This is an optimization exercise on Yosys and OpenROAD, whose aim is small area, not a production implementation.
In this exercise RTL edits were held to simulation tests only and were not proved equivalent to the original.
The series may have gaps, and a smaller design here may also do less where the tests do not look.

## design/flow/run.sh

```bash
#!/bin/bash
# synth_recipe.tcl (not shown) runs the flow's synth.tcl, then flattens the netlist and writes it again
# the make line also repeats each setting of config.mk as NAME=value (left out here)
make -C /OpenROAD-flow-scripts/flow DESIGN_CONFIG=/design/flow/config.mk WORK_HOME=/design/flow/orfs CLKGATE_MAP_FILE= SYNTH_SCRIPT=/design/flow/synth_recipe.tcl finish
```

## design/flow/config.mk

```make
export PLATFORM = sky130hd
export DESIGN_NAME = MAC_Unit
export DESIGN_NICKNAME = MAC_Unit
export VERILOG_FILES = /design/flow/design.v
export SDC_FILE = /design/flow/constraint.sdc
export NUM_CORES = 4
export LEC_CHECK = 0
export CAP_MARGIN = 20
export CORE_MARGIN = 2
export CORE_UTILIZATION = 40
export SLEW_MARGIN = 20
```

## design/flow/constraint.sdc

```tcl
create_clock -name core_clock -period 9.0 [get_ports {clk}]
set_input_delay 1.8000 -clock core_clock [delete_from_list [all_inputs] [get_ports {clk}]]
set_output_delay 1.8000 -clock core_clock [all_outputs]
set_load 0.01 [all_outputs]
```

## design/flow/design.v

```verilog
module MAC_Unit #(parameter WIDTH=32) (
    input logic clk,
    input logic reset,
    input  logic [WIDTH-1:0] a,
    input  logic [WIDTH-1:0] b,
    output logic [WIDTH*2-1:0] result
);
    logic [WIDTH-1:0] a_reg, b_reg;
    logic [WIDTH*2-1:0] mult_result;  
    always_ff@(posedge clk or posedge reset) begin
        if (reset) begin
            a_reg <= '0;
            b_reg <= '0;
            mult_result <= '0;
            result <= '0;
        end else begin
            a_reg <= a;
            b_reg <= b;
            mult_result <= a_reg * b_reg;  
            result <= mult_result + result;  
        end 
    end
endmodule
```

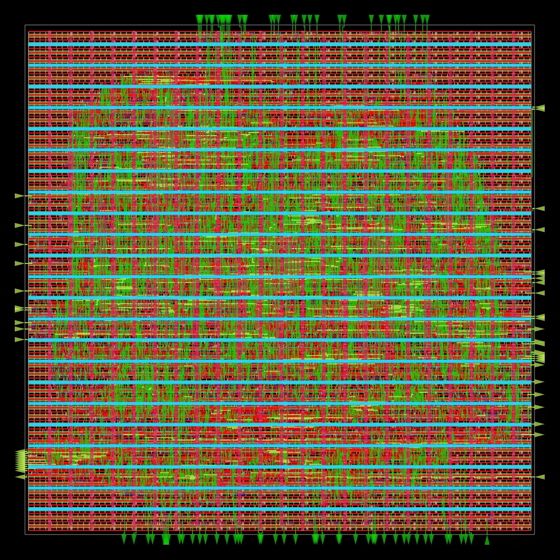
(run_1/chip.png)
die width: 328 um
final wirelength: 120000 um
fin cells: 5861

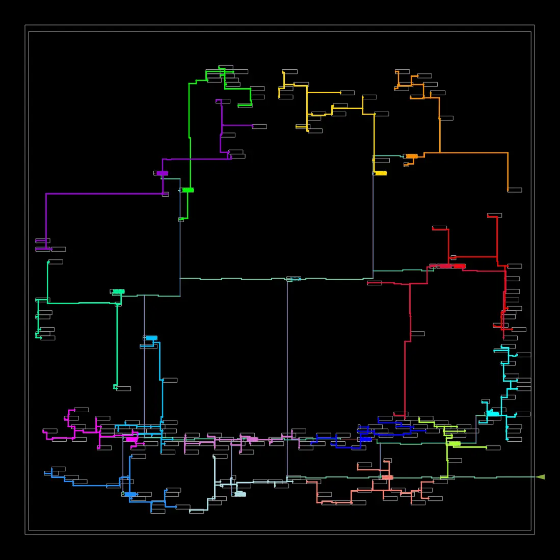
(run_1/cts.png)
clk sinks: 192
seq_cells: 192
clock buffer count from CTS: 17
root cell of the clock tree: clkbuf_16

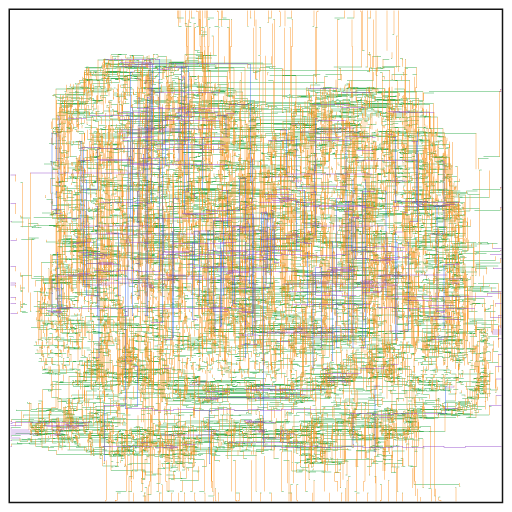
(run_1/layers.png)
Scale: 1.5 px per um.
[M2] orange | wire length: 60.5 mm
[M1] green | wire length: 47.9 mm
[M4] blue | wire length: 5680 um
[M3] purple | wire length: 6110 um

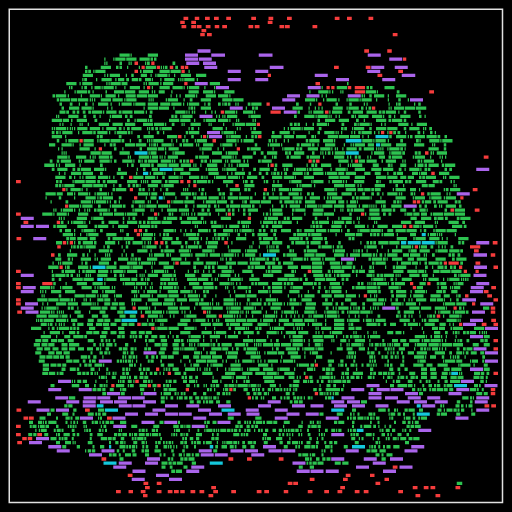
(run_1/class_map.png)
Scale: 1.5 px per um.
[clock drivers and dummy loads] cyan | cells: 32 | share of their area: 1.4%
[remaining logic cells] green | cells: 4013 | share of their area: 83%
[remaining buffers and delay cells] red | cells: 241 | share of their area: 5.0%
[sequential cells] purple | cells: 192 | share of their area: 11%

==> run 1: final timing paths <==
path / from / to / slack, ns / cells after the start
max: a_reg[10]$_DFF_PP0_ / mult_result[56]$_DFF_PP0_ / 0.32 / 26
min: mult_result[0]$_DFF_PP0_ / result[0]$_DFF_PP0_ / 0.48 / 1
max reg2reg: a_reg[10]$_DFF_PP0_ / mult_result[56]$_DFF_PP0_ / 0.32 / 26
min reg2reg: mult_result[0]$_DFF_PP0_ / result[0]$_DFF_PP0_ / 0.48 / 1
max in group asynchronous: reset / result[30]$_DFF_PP0_ / 5.94 / 3
min in group asynchronous: reset / result[13]$_DFF_PP0_ / 1.76 / 2
==> run 1: metrics by stage <==
step / setup slack [ns] / cells
floorplan: 1.78 / 4432
detailed placement: 0.481 / 5826
CTS: 0.472 / 5858
finish: 0.320 / 5861
global route: 0.0244 / 5858
global placement: 0.643 / 5826
==> run 1: cells in the final DEF (no fill, tap or decap), drive strengths merged, types with 4 or more instances in the layout <==
master,instances
o31ai,6
a41oi,5
and4,4
a211oi,13
a21boi,5
xor2,49
ha,326
or3,6
clkbuf,21
a21o,84
o21bai,28
nor2,64
o41ai,5
o211ai,6
inv,927
a31o,4
o21a,12
a31oi,22
buf,112
xnor2,75
dfrtp,192
and3,17
a221oi,5
nor2b,8
nor4,4
clkdlybuf4s50,129
a21oi,132
nand2b,10
nor3,14
o21ai,75
nand4,18
nand2,500
or2,5
fa,897
and2,637
nand3,19
==> run 1: per-layer routing <==
layer  global-route usage  vias up
met5                    0        -
met4                0.102        0
met3               0.0310      235
met2                0.403      892
met1                0.294    15600
li1                     -    13300
==> run 1: synth_stat cells, drive strengths merged (3+ instances only) <==
library cell,number,share of area
o21a,12,0.0021
ha,326,0.097
nor4,4,0.00060
dfrtp,192,0.11
o21bai,28,0.0050
fa,897,0.43
a31oi,22,0.0034
a21o,84,0.015
buf,5,0.00057
inv,921,0.082
or2,5,0.00075
a221oi,5,0.0013
nand2,500,0.045
o31ai,6,0.0012
xor2,49,0.010
o221ai,3,0.00063
clkbuf,222,0.020
xnor2,75,0.016
or3,6,0.00089
a31o,4,0.00084
nor3,14,0.0017
and2,637,0.095
nand4,18,0.0027
nand3,19,0.0023
nand2b,10,0.0015
a221o,3,0.00072
a21oi,132,0.016
and4,4,0.00083
o311ai,3,0.00081
a21boi,5,0.0012
a211oi,13,0.0030
a41oi,5,0.0010
a2111oi,3,0.00092
and3,17,0.0025
nor2,64,0.0058
o211ai,6,0.0012
o41ai,5,0.0022
nor2b,8,0.0012
o21ai,75,0.0089
==> run 1: logic make-up (layout without fill, tap and decap cells) <==
kind of cell	count (synthesis)	in the layout	synth area share
AO/OA/AOI/OAI	430	430	0.0692
buffers and inverters	1148	1194	0.103
AND/OR/NAND/NOR	1314	1314	0.162
adder cells (fa/ha/maj)	1223	1223	0.525
XOR/XNOR	124	124	0.0259
multiplexers	1	1	0.000239
flip-flops	192	192	0.114
other	0	3	0
==> run 1: layout make-up <==
cell class | count | area, um^2 | share of cell area
timing repair buffer | 241 | 2210 | 0.0483
sequential | 192 | 4810 | 0.105
multi-input combinational | 3092 | 32800 | 0.719
antenna | 3 | 7.51 | 0.000164
tap | 1380 | 1730 | 0.0378
clock buffer | 21 | 470 | 0.0103
inverter | 921 | 3460 | 0.0759
clock inverter | 11 | 141 | 0.00310
==> out/results.tsv, run 1 <==
metric	value	unit
syn_nets	5721	
dp_hpwl	97700	um
ys.flop_type	dfrtp_1	
cp.required	9.41	ns
largestRegisters	mult_result (64), result (64)	
hold_class	reg -> reg	
wl_met3	6110	um
wire_per_inst	20.5	um
hold_ws	0.478	ns
rsz0062_at_grt	false	
synth_cell_type_count	76	
max_stage_delay	1.16	ns
max_cap_violations	0	
fin_tns_setup	0	ns
drive_above_1_share	0.0409	
grt_pass1_vias	32700	
arrival	9.09	ns
cts_setup_buffers	0	
hold_viol	0	
vias_per_cell	5.12	
final_nets	5754	
crit_buf_inv	6	
insertion_delay	0.54	ns
cp-end-kind	flip-flop	
gp_congestion	0.874	
ys_ff_latch	192	
finalCoreUtilization	0.440	
crit_family	adder cells	
drc_errors	0	
synth_edf_count	0	
finalClockSkew	0.0180	ns
io_pins	130	
port_buffers	129	
grt_pass1_wl	190000	um
clkTransAtPathRegs	0.09	ns
grt_usage	0.234	
vias	30000	
fillers	10100	
slowest_stage	dfrtp_1	
ys_warn_count	1	
core-area	104000	um^2
synth_area	42000	um^2
setup_viol	0	
path_common_cell	fa_1	
clockBufferDepth	2	
async_flop_share	1.00	
ant_nets	0	
placementRows	118	
critPathLaunchType	flip-flop	
fp.dieArea	108000	um^2
fin_crit_sh	0.964	
status	finished clean	
path_class	reg -> reg	
yosysSeqAreaShare	0.114	
fin_crit	8.68	ns
routed.top_layer	met4	
grt_max_degree	80	
antenna_found_initial	3	
path_max_fanout	22	
stdcell_area	45700	um^2
drt_iter0_markers	1840	
floorplan.initialDensity	0.404	
place_area	45100	um^2
synthToLayoutAreaGrowth	8.84	%
h-tree-depth	4	
dr.pass1.iters	6	
syn_avg_cell_area	9.47	um^2
fmax	115	MHz
worst_pin_slew	1.22	ns
hold_buffers	0	
cts_tree	yes	
gr-total-overflow	0	
wl_met1	47900	um
slew_headroom	0.188	
ctsResizeCount	0	
synthCells	4432	
finalMaxSlewViolations	0	
route.met2.wl	60500	um
==> run_1/floorplan.png <==
Scale: 1.5 px per um. Pins as bars on the die edge.
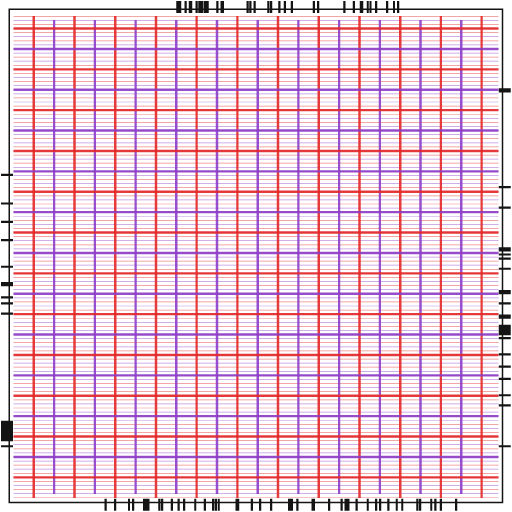

==> run 2: too many edits to list; what changed since run 1 <==
design/flow/design.v: 23 -> 4342 lines; modules unchanged: 0
  MAC_Unit: edited, 23 -> 4342 lines
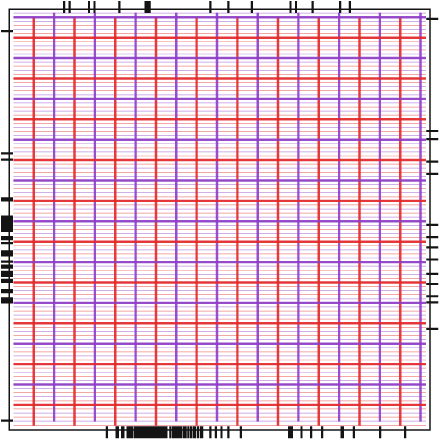
(run_2/floorplan.png)
Scale: 1.5 px per um. Pins as bars on the die edge.
[VDD] purple
[VSS] red
met5 straps: 20
rows: 101
signal pins: 130
met1 rails: 102
met4 straps: 20
die height: 280 um
CORE AREA: 75600 um^2

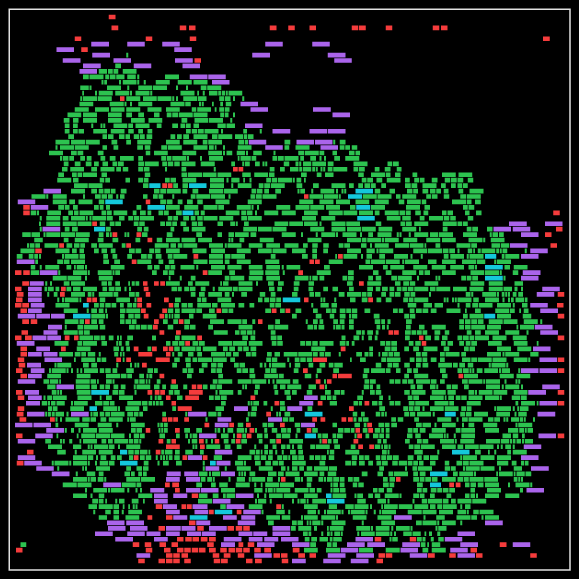
(run_2/class_map.png)
Scale: 2 px per um.
[clock drivers and dummy loads] cyan | cells: 32 | share of their area: 2.0%
[remaining buffers and delay cells] red | cells: 278 | share of their area: 7.8%
[remaining logic cells] green | cells: 2424 | share of their area: 76%
[sequential cells] purple | cells: 193 | share of their area: 14%
# rows: 101
final core utilization: 0.444

==> out/results.tsv, run 2 <==
metric	value	unit
die_w	280	um
synth_top_area_cell	fa_1	
dp_hpwl	81100	um
cts_tree	yes	
routed.top_layer	met5	
max_cap_violations	0	
drc_errors	0	
grt_max_degree	74	
ys_ff_latch	193	
drt_wl_total	110000	um
synth_area	30400	um^2
hold_class	reg -> reg	
final_nets	3645	
final_cells	3905	
io_pins	130	
antennaDiodeCount	0	
floorplan.initialDensity	0.402	
syn_avg_cell_area	10.3	um^2
largestRegisters	acc (64), result (64)	
wl_met1	40700	um
slew_headroom	0.264	
ctsResizeCount	0	
finalMaxSlewViolations	0	
arrival	9.06	ns
netlist_top_cells_count	fa_1 (572), xnor2_1 (515), a22oi_1 (465)	
status	finished clean	
async_flop_share	0.668	
critPathLaunchType	flip-flop	
synth_edf_count	0	
setup_viol	0	
fin_crit_sh	0.957	
fin_tns_setup	0	ns
wire_per_inst	28.1	um
hp-start	acc[24]$_DFF_PP0_	
fp.dieArea	78200	um^2
fin_crit	8.61	ns
r2r_slack	0.39	ns
rr_startpoint	b_r[3]$_DFF_P_	
ys.flop_type	dfrtp_1	
drt_iter0_markers	2499	
grt_usage	0.290	
finalClockSkew	0.0283	ns
synthCells	2938	
rsz0062_at_grt	false	
port_buffers	129	
clockBufferDepth	2	
dr.pass1.iters	6	
fillers	7116	
fmax	116	MHz
path_class	reg -> reg	
critPathLaunch	b_r[3]$_DFF_P_	
synth_top_cells_by_area	fa_1 (38%), xnor2_1 (15%), a22oi_1 (11%), dfrtp_1 (11%), dfxtp_1 (4.2%)	
drive_above_1_share	0.0782	
route.met2.wl	51000	um
synth_cell_type_count	57	
syn_nets	3669	
vias	23200	
dp.cells	3873	
synth_top_area_share	0.377	
ys_warn_count	1	
gp_congestion	0.950	
synthToLayoutAreaGrowth	10.4	%
wl_met3	10500	um
gr-total-overflow	0	
antenna_found_initial	5	
root_buffer	clkbuf_16	
cp-end-kind	flip-flop	
grt_pass1_wl	166000	um
cp.required	9.45	ns
numCtsBuffers	17	
clkTransAtPathRegs	0.09	ns
path_max_fanout	12	
vias_per_cell	5.95	
synth_most_common_cell	fa_1	
worst_pin_slew	1.10	ns
ant_nets	0	
insertion_delay	0.53	ns
hold_ws	0.384	ns
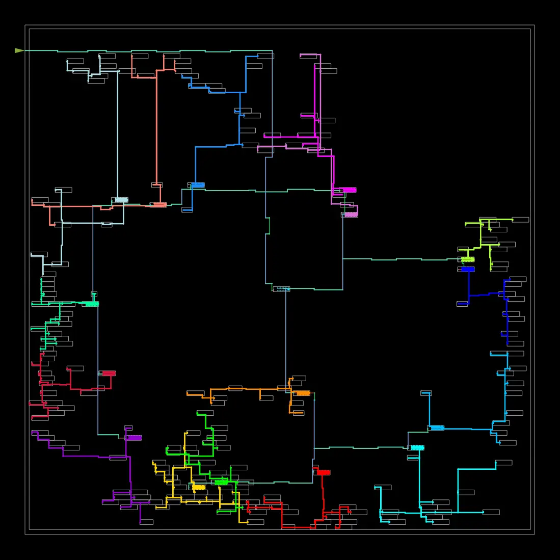
(run_2/cts.png)
clk sinks: 193
CTS HTree Levels: 4
seq_cells: 193

-- run 2: cell types whose count changed after synthesis, sizes merged, moves of 325 or more --
cell,before,now
and2,637,33
inv,921,344
a22oi,0,465
xnor2,75,515
nand2,500,96
fa,897,572
-- run 2: area by class of cell --
class | count | area [um^2] | share of cell area
Sequential cell | 193 | 4510 | 0.135
Inverter | 349 | 1320 | 0.0392
Timing Repair Buffer | 278 | 2510 | 0.0749
Clock inverter | 15 | 219 | 0.00653
Tap cell | 978 | 1220 | 0.0365
Clock buffer | 17 | 425 | 0.0127
Multi-Input combinational cell | 2075 | 23300 | 0.696
-- run 2: through the flow --
stage	util	cell area, um^2	setup slack [ns]
3_3_place_gp	0.435	32900	0.609
5_1_grt	0.444	33500	0.120
6_report	0.444	33500	0.388
3_5_place_dp	0.435	32900	0.587
2_1_floorplan	-	30400	1.97
4_1_cts	0.444	33500	0.533
-- run 2: path summary, 6_finish.rpt --
| check | endpoint | cells after the start |
|---|---|---|
| worst max-delay path | acc[63]$_DFF_PP0_ | 27 |
| worst min-delay path | result[24]$_DFF_PP0_ | 0 |
| worst max register to register | acc[63]$_DFF_PP0_ | 27 |
| worst min register to register | result[24]$_DFF_PP0_ | 0 |
| max in group asynchronous | result[26]$_DFF_PP0_ | 3 |
| min in group asynchronous | acc[59]$_DFF_PP0_ | 2 |
-- run 2: cell families (layout without fill, tap and decap cells) --
group	Yosys count	count (layout)	share of synthesized area
fa+ha+maj	665	665	0.415
flops	193	193	0.148
compound gates	613	613	0.147
buf+inv	670	659	0.0851
simple gates	225	225	0.0383
other cells	1	1	0.000123
xor+xnor	562	562	0.162
mux	9	9	0.00325
-- run 2: worst max-delay path, cell delays in order, from the launching register on --
cell and delay [ns]:
dfxtp_1 0.44, or3b_2 0.49, a21boi_2 0.58, buf_4 0.30
a22oi_1 0.11, xnor2_1 0.19, fa_1 0.52, inv_1 0.06
fa_1 0.43, fa_1 0.52, fa_1 0.41, fa_1 0.48
fa_1 0.51, inv_1 0.05, ha_1 0.35, a21oi_1 0.19
o21ai_1 0.13, nor2_1 0.26, nand2_1 0.13, o2111ai_1 0.63
a32oi_1 0.23, buf_4 0.20, a31o_1 0.24, a31o_1 0.23
fa_1 0.38, xor2_1 0.18, xnor2_1 0.17, xnor2_1 0.14
-- run 2: layer usage --
metal / global-route usage / vias to the layer above
met5: 0 / -
met4: 0.177 / 8
met3: 0.0693 / 433
met2: 0.463 / 1465
met1: 0.354 / 11900
li1: - / 9442

==> re-timing with driven ports <==
The results above use ideal ports. As a check the final layouts listed here were re-extracted and re-timed, cells and wires unchanged. Step 1 (the two cells are an assumption about what drives the block):
set clk [get_ports {clk}]
set_driving_cell -lib_cell sky130_fd_sc_hd__clkbuf_16 $clk
set_driving_cell -lib_cell sky130_fd_sc_hd__buf_2 [delete_from_list [all_inputs] $clk]
Step 2 times the ports against the registers' clock, not the clock port: input delays grow and output delays shrink by t, the midpoint of the rising clock arrivals with the driver on. Three values: ideal ports, drivers, drivers and shift; two values: the first two.
| run | shift t [ns] | slack for setup (ns) | worst hold slack (ns) | worst register clock-pin slew, ns |
|---|---|---|---|---|
| run 1 | 0.599 | 0.320 / 0.320 / 0.320 | 0.478 / 0.478 / 0.478 | 0.09 / 0.09 |
| run 2 | 0.583 | 0.388 / 0.388 / 0.388 | 0.384 / 0.384 / 0.384 | 0.10 / 0.10 |
After both steps setup and hold are still met in every run listed.
